Source: an optimization exercise on an open RTL-to-GDS flow (aim: small area). Production flows keep margins and buffers that such runs may drop.
For this run, only the layout was checked, not whether the RTL still works.

File: flow/design.v
module hamming_coeff_lut (
   input wire [6:0] addr,
   output reg [15:0] coeff
);
   always @(*) begin
      case(addr)
         7'd0: coeff = 5243;
         7'd1: coeff = 5280;
         7'd2: coeff = 5390;
         7'd3: coeff = 5574;
         7'd4: coeff = 5831;
         7'd5: coeff = 6161;
         7'd6: coeff = 6561;
         7'd7: coeff = 7033;
         7'd8: coeff = 7573;
         7'd9: coeff = 8182;
         7'd10: coeff = 8858;
         7'd11: coeff = 9598;
         7'd12: coeff = 10401;
         7'd13: coeff = 11266;
         7'd14: coeff = 12190;
         7'd15: coeff = 13170;
         7'd16: coeff = 14205;
         7'd17: coeff = 15291;
         7'd18: coeff = 16427;
         7'd19: coeff = 17609;
         7'd20: coeff = 18835;
         7'd21: coeff = 20101;
         7'd22: coeff = 21405;
         7'd23: coeff = 22743;
         7'd24: coeff = 24112;
         7'd25: coeff = 25508;
         7'd26: coeff = 26929;
         7'd27: coeff = 28370;
         7'd28: coeff = 29828;
         7'd29: coeff = 31301;
         7'd30: coeff = 32783;
         7'd31: coeff = 34271;
         7'd32: coeff = 35762;
         7'd33: coeff = 37253;
         7'd34: coeff = 38738;
         7'd35: coeff = 40216;
         7'd36: coeff = 41682;
         7'd37: coeff = 43132;
         7'd38: coeff = 44563;
         7'd39: coeff = 45972;
         7'd40: coeff = 47355;
         7'd41: coeff = 48709;
         7'd42: coeff = 50030;
         7'd43: coeff = 51315;
         7'd44: coeff = 52562;
         7'd45: coeff = 53766;
         7'd46: coeff = 54926;
         7'd47: coeff = 56037;
         7'd48: coeff = 57098;
         7'd49: coeff = 58106;
         7'd50: coeff = 59058;
         7'd51: coeff = 59953;
         7'd52: coeff = 60787;
         7'd53: coeff = 61559;
         7'd54: coeff = 62267;
         7'd55: coeff = 62909;
         7'd56: coeff = 63484;
         7'd57: coeff = 63991;
         7'd58: coeff = 64427;
         7'd59: coeff = 64792;
         7'd60: coeff = 65085;
         7'd61: coeff = 65306;
         7'd62: coeff = 65453;
         7'd63: coeff = 65527;
         7'd64: coeff = 65527;
         7'd65: coeff = 65453;
         7'd66: coeff = 65306;
         7'd67: coeff = 65085;
         7'd68: coeff = 64792;
         7'd69: coeff = 64427;
         7'd70: coeff = 63991;
         7'd71: coeff = 63484;
         7'd72: coeff = 62909;
         7'd73: coeff = 62267;
         7'd74: coeff = 61559;
         7'd75: coeff = 60787;
         7'd76: coeff = 59953;
         7'd77: coeff = 59058;
         7'd78: coeff = 58106;
         7'd79: coeff = 57098;
         7'd80: coeff = 56037;
         7'd81: coeff = 54926;
         7'd82: coeff = 53766;
         7'd83: coeff = 52562;
         7'd84: coeff = 51315;
         7'd85: coeff = 50030;
         7'd86: coeff = 48709;
         7'd87: coeff = 47355;
         7'd88: coeff = 45972;
         7'd89: coeff = 44563;
         7'd90: coeff = 43132;
         7'd91: coeff = 41682;
         7'd92: coeff = 40216;
         7'd93: coeff = 38738;
         7'd94: coeff = 37253;
         7'd95: coeff = 35762;
         7'd96: coeff = 34271;
         7'd97: coeff = 32783;
         7'd98: coeff = 31301;
         7'd99: coeff = 29828;
         7'd100: coeff = 28370;
         7'd101: coeff = 26929;
         7'd102: coeff = 25508;
         7'd103: coeff = 24112;
         7'd104: coeff = 22743;
         7'd105: coeff = 21405;
         7'd106: coeff = 20101;
         7'd107: coeff = 18835;
         7'd108: coeff = 17609;
         7'd109: coeff = 16427;
         7'd110: coeff = 15291;
         7'd111: coeff = 14205;
         7'd112: coeff = 13170;
         7'd113: coeff = 12190;
         7'd114: coeff = 11266;
         7'd115: coeff = 10401;
         7'd116: coeff = 9598;
         7'd117: coeff = 8858;
         7'd118: coeff = 8182;
         7'd119: coeff = 7573;
         7'd120: coeff = 7033;
         7'd121: coeff = 6561;
         7'd122: coeff = 6161;
         7'd123: coeff = 5831;
         7'd124: coeff = 5574;
         7'd125: coeff = 5390;
         7'd126: coeff = 5280;
         7'd127: coeff = 5243;
      endcase
   end
endmodule
module hamming_window (
   input wire               clk,
   input wire               reset,
   input wire signed [31:0] in_data,
   input wire               in_valid,
   output reg signed [31:0] out_data_F,
   output reg               out_valid_F
);
   reg [6:0] addr_F;
   wire [15:0] coeff;
   reg signed [47:0] product;
   hamming_coeff_lut lut (
      .addr (addr_F),
      .coeff (coeff)
   );
   always @(*) begin
      product = in_data * $signed({1'b0, coeff});
   end
   always @(posedge clk) begin
      if (reset) begin
         addr_F <= 0;
         out_data_F <= 0;
         out_valid_F <= 1'b0;
      end
      else begin
         if (in_valid) begin
            addr_F <= addr_F + 1'b1;
            out_data_F <= $signed(product) >>> 16;
            out_valid_F <= 1'b1;
         end
         else begin
            addr_F <= addr_F;
            out_data_F <= out_data_F;
            out_valid_F <= 1'b0;
         end
      end
   end
endmodule
module start_gen (
   input  wire fast_clk,
   input  wire reset,
   input  wire valid_Ff,
   output wire start
);
   reg valid_d1_Ff;
   assign start = valid_Ff && !valid_d1_Ff;
   always @(posedge fast_clk) begin
      if (reset == 1'b1) begin
         valid_d1_Ff <= 1'b0;
      end
      else begin
         valid_d1_Ff <= valid_Ff;
      end
   end
endmodule
module sdu_window_stage (
   input  wire        clk,
   input  wire        reset,
   input  wire [31:0] din_re,
   input  wire [31:0] din_im,
   input  wire        din_valid,
   output wire        win_valid,
   output wire        fft_start,
   output reg  [31:0] xn_re,
   output reg  [31:0] xn_im
);
   wire [31:0] hamming_window_dout_re;
   wire        hamming_window_dout_re_valid;
   wire [31:0] hamming_window_dout_im;
   wire        hamming_window_dout_im_valid;
   hamming_window hamming_window_re (
      .clk         (clk),
      .reset       (reset),
      .in_data     (din_re),
      .in_valid    (din_valid),
      .out_data_F  (hamming_window_dout_re),
      .out_valid_F (hamming_window_dout_re_valid)
   );
   hamming_window hamming_window_im (
      .clk         (clk),
      .reset       (reset),
      .in_data     (din_im),
      .in_valid    (din_valid),
      .out_data_F  (hamming_window_dout_im),
      .out_valid_F (hamming_window_dout_im_valid)
   );
   start_gen start_gen_0 (
      .fast_clk (clk),
      .reset    (reset),
      .valid_Ff (hamming_window_dout_re_valid),
      .start    (fft_start)
   );
   assign win_valid = hamming_window_dout_re_valid;
   always @(posedge clk) begin
      xn_re <= hamming_window_dout_re;
      xn_im <= hamming_window_dout_im;
   end
endmodule
File: flow/run.sh
#!/bin/bash
# synth_recipe.tcl (not shown) runs the flow's synth.tcl, then flattens the netlist and writes it again
# the make line also repeats each setting of config.mk as NAME=value (left out here)
make -C /OpenROAD-flow-scripts/flow DESIGN_CONFIG=/design/flow/config.mk WORK_HOME=/design/flow/orfs CLKGATE_MAP_FILE= SYNTH_SCRIPT=/design/flow/synth_recipe.tcl finish
File: flow/config.mk
export PLATFORM = sky130hd
export DESIGN_NAME = sdu_window_stage
export DESIGN_NICKNAME = sdu_window_stage
export VERILOG_FILES = /design/flow/design.v
export SDC_FILE = /design/flow/constraint.sdc
export NUM_CORES = 4
export LEC_CHECK = 0
export ABC_AREA = 1
export CAP_MARGIN = 20
export CORE_MARGIN = 2
export CORE_UTILIZATION = 45
export SLEW_MARGIN = 20
File: flow/constraint.sdc
create_clock -name core_clock -period 10.0 [get_ports {clk}]
set_input_delay 2.0000 -clock core_clock [delete_from_list [all_inputs] [get_ports {clk}]]
set_output_delay 2.0000 -clock core_clock [all_outputs]
set_load 0.01 [all_outputs]
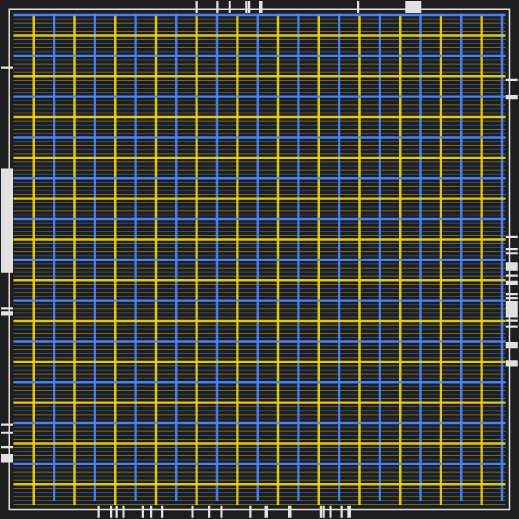
**Above:** floorplan with the power grid.
Scale: 1.5 px per um. Pins as bars on the die edge.
Blue shows VDD. Yellow shows VSS.
121 met1 rails follow the rows. 24 straps on met4. The core has 120 rows. 133 signal pins sit on the boundary. 24 straps on met5.

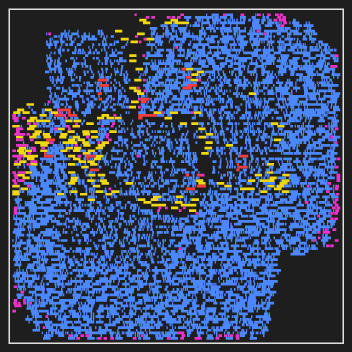
**Above:** cell classes on the final placement.
Scale: 1 px per um.
Magenta shows remaining buffers and delay cells, cells 188. Red shows clock drivers and dummy loads, cells 31. Yellow shows registers, cells 176. Blue shows remaining logic cells, cells 6,425.

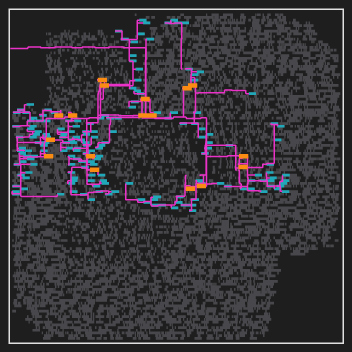
**Above:** clock network drawn from the DEF.
Scale: 1 px per um.
Orange shows clock-net drivers, count 17. Magenta shows clock wires, length 2,930 um. Cyan shows flip-flops, count 176.
There are 18 routed clock nets.

==> impl_metrics.ini <==
[final_layout]
n_fill_cell = 11100
layout.nets = 8099
mostFrequentLayoutCell = nand2_1
seq_area_um2 = 3540
multi_input_area_um2 = 36400
final_cell_mix = nand2_1 (1,982), inv_1 (1,938), fa_1 (964)
design.seq.count = 176
fin_area_um2 = 51300
largest_class = multi-input gates
n_all_buffers = 188
area_growth_pct = 5.73
final_util = 0.480
diodes = 0
buf_share = 0.0338
clkbuf_count = 19
num-multi-input-gates = 4473
seq_share = 0.0690
clockNetworkAreaShare = 0.0113
final_cells = 8223
drive_gt1_frac = 0.0230
inverters = 1952
multi_input_area_share = 0.709

[worst_hold_path]
hold_class = flip-flop to flip-flop
hp-start = hamming_window_re.out_data_F[4]$_SDFFE_PP0P_
min_path_cells = 0
holdPathEnd = xn_re[4]$_DFF_P_

[floorplan]
num_tap_cells = 1403
ios = 133
coreArea_um2 = 107000
die_w_um = 333
rows = 120
die_y_um = 333
start_util = 0.454
dieArea_um2 = 111000

[setup_path]
worstRegToRegCells = 22
crit_top_cell = fa_1
arrival_ns = 8.71
setup.worst_path.end = hamming_window_re.out_data_F[28]$_SDFFE_PP0P_
crit_chain = clkdlybuf4s50_1 -> nand2_1 -> fa_1 -> fa_1 -> inv_1 -> fa_1 -> fa_1 -> fa_1 -> inv_1 -> fa_1 -> inv_1 -> ha_1 -> nand2_1 -> nor2_1 -> nand2_1 -> nor2_1 -> nand3_1 -> nand4_1 -> nand3_1 -> nand2_1 -> inv_1
crit_cells = 21
r2r_slack_ns = 3.37
required_ns = 10.37
worstReg2RegEnd = hamming_window_im.out_data_F[18]$_SDFFE_PP0P_
worst-path-buf-inv = 5
critPathCaptureType = flip-flop
crit_start = din_re[31]
cp_max_fo = 16
start_kind = primary input
path_class = primary input to flip-flop
slowest_stage = clkdlybuf4s50_1
cp_top_family = adder cells
r2r-start = hamming_window_im.coeff[8]$_DFF_P_
slowest_delay_ns = 0.94

[yosys]
postSynth.asyncResetShare = 0
synth.area.top_cells = fa_1 (40%), nand2_1 (15%), inv_1 (15%)
synthXorXnorAreaFrac = 0.00505
synthMuxAreaShare = 0
synthAdderAreaFrac = 0.464
yosys.area_share.simple = 0.232
syn-num-nets = 8208
ys_top_cells_by_count = nand2_1 (1,982), inv_1 (1,938), fa_1 (964), nand3_1 (364), nor2_1 (337)
yosysTopAreaCell = fa_1
synth_top_cell_area_share = 0.397
synth_most_common_cell = nand2_1
synth_flop_cell = dfxtp_1
synth_edf_count = 0
synth_compound_area_frac = 0.0484
synthCells = 6917
yosysSeqAreaShare = 0.0726
yosys_warnings = 4
synth_seq_cells = 176
synth_top_family_by_area = adder cells
netlist_area_um2 = 48600
avgSynthCellArea_um2 = 7.02
synth_cell_type_count = 45

[routing]
routed-wl-met2_um = 71300
top_layer = met5
ant_nets = 0
vias_per_cell = 5.17
drc = 0
first_pass_iters = 6
drtIter0Drc = 3616
avgRoutedWirePerCell_um = 18.7

[clock_network]
cts_setup_buffers = 0
cts_tree = done
cts_inserted_buffers = 17
root_buffer = clkbuf_16
clk_pin_slew_ns = 0.08
htreeDepth = 4
holdBufCountCts = 0
cts.sinks = 176
cts_buffer_depth = 2
cts_resized = 0
worstSkewPairLatency_ns = 0.47

[timing]
setup_violations = 0
maxSlewViolCount = 0
tightest_slew_ns = 1.08
rsz0062_at_grt = no
fin_crit_sh = 0.834
final.setup_skew_ns = 0.0135
tns_ns = 0
max_slew_margin = 0.283
holdWs_ns = 0.346
postLayoutSetupSlackWorst_ns = 1.66
timing_hold_violations_final = 0
timing.fmax_mhz = 120
timing.final.crit_period_ns = 8.34

[status]
status = finished clean

[global_routing]
grt_max_degree = 89
met3_usage = 0.0394
grt_pass1_wl_um = 248000
antenna_found_initial = 5
use_met2 = 0.468
first_global_vias = 44500
grtUsageMet1 = 0.402
top_usage_layer = met2
grt_overflow = 0

[place]
portBuffers = 132
dp.cells = 8192
dp_hpwl_um = 123000
place_area_um2 = 50800
place_congestion = 0.947
preCtsSetupSlack_ns = 1.18

[run]
drv_cap = 0
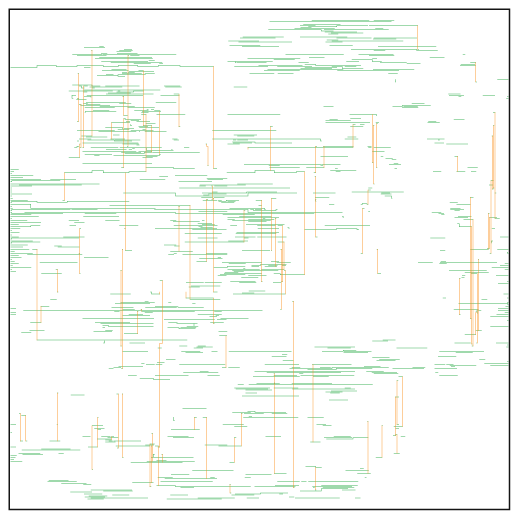
**Above:** routed metal, one colour a layer.
Scale: 1.5 px per um. Two of the layers only.
Orange shows M4, wire length 3,260 um. Green shows M3, wire length 11,700 um.

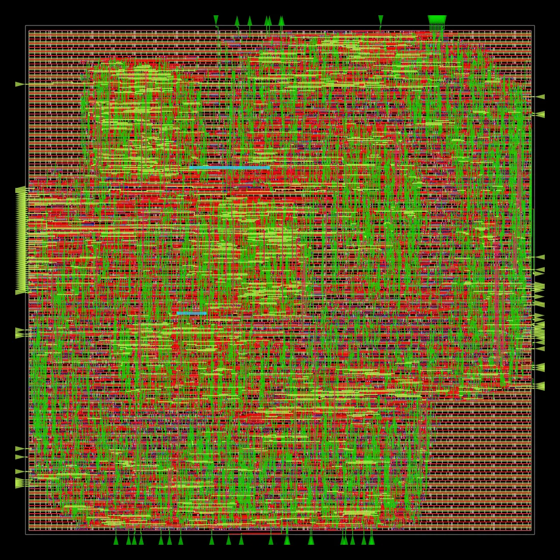
**Above:** wires after detailed routing.
met3 wire length: 11,700 um
WL final: 154,000 um
Metal-1 WL: 67,500 um
GRT Util Overall: 0.286
vias post-DR: 42,500

-- port drivers added, routing unchanged --
In the flow no input, the clock included, has a driving cell. The finished layout below was timed again as built, in two steps.
Step 1 sets driving cells, clkbuf_16 on the clock port and buf_2 on the other inputs (assumed; they add their load-dependent delay and slew).
Step 2 times the ports against the registers' clock, not the clock port: input delays grow and output delays shrink by t, the midpoint of the rising clock arrivals with the driver on.
Three values: ideal, step 1, step 2; two values: the first two.
t, ns: 0.520
slack for setup (ns): 1.661 / 1.664 / 1.144
worst register clock-pin slew, ns: 0.08 / 0.08
worst slew at a driven data input, ns: 0.06
cell pins on the clock port's net: 1
After both steps this run still meets setup and hold. For this run, drivers alone change the setup slack by +0.003 ns; drivers and shift together by -0.517 ns.
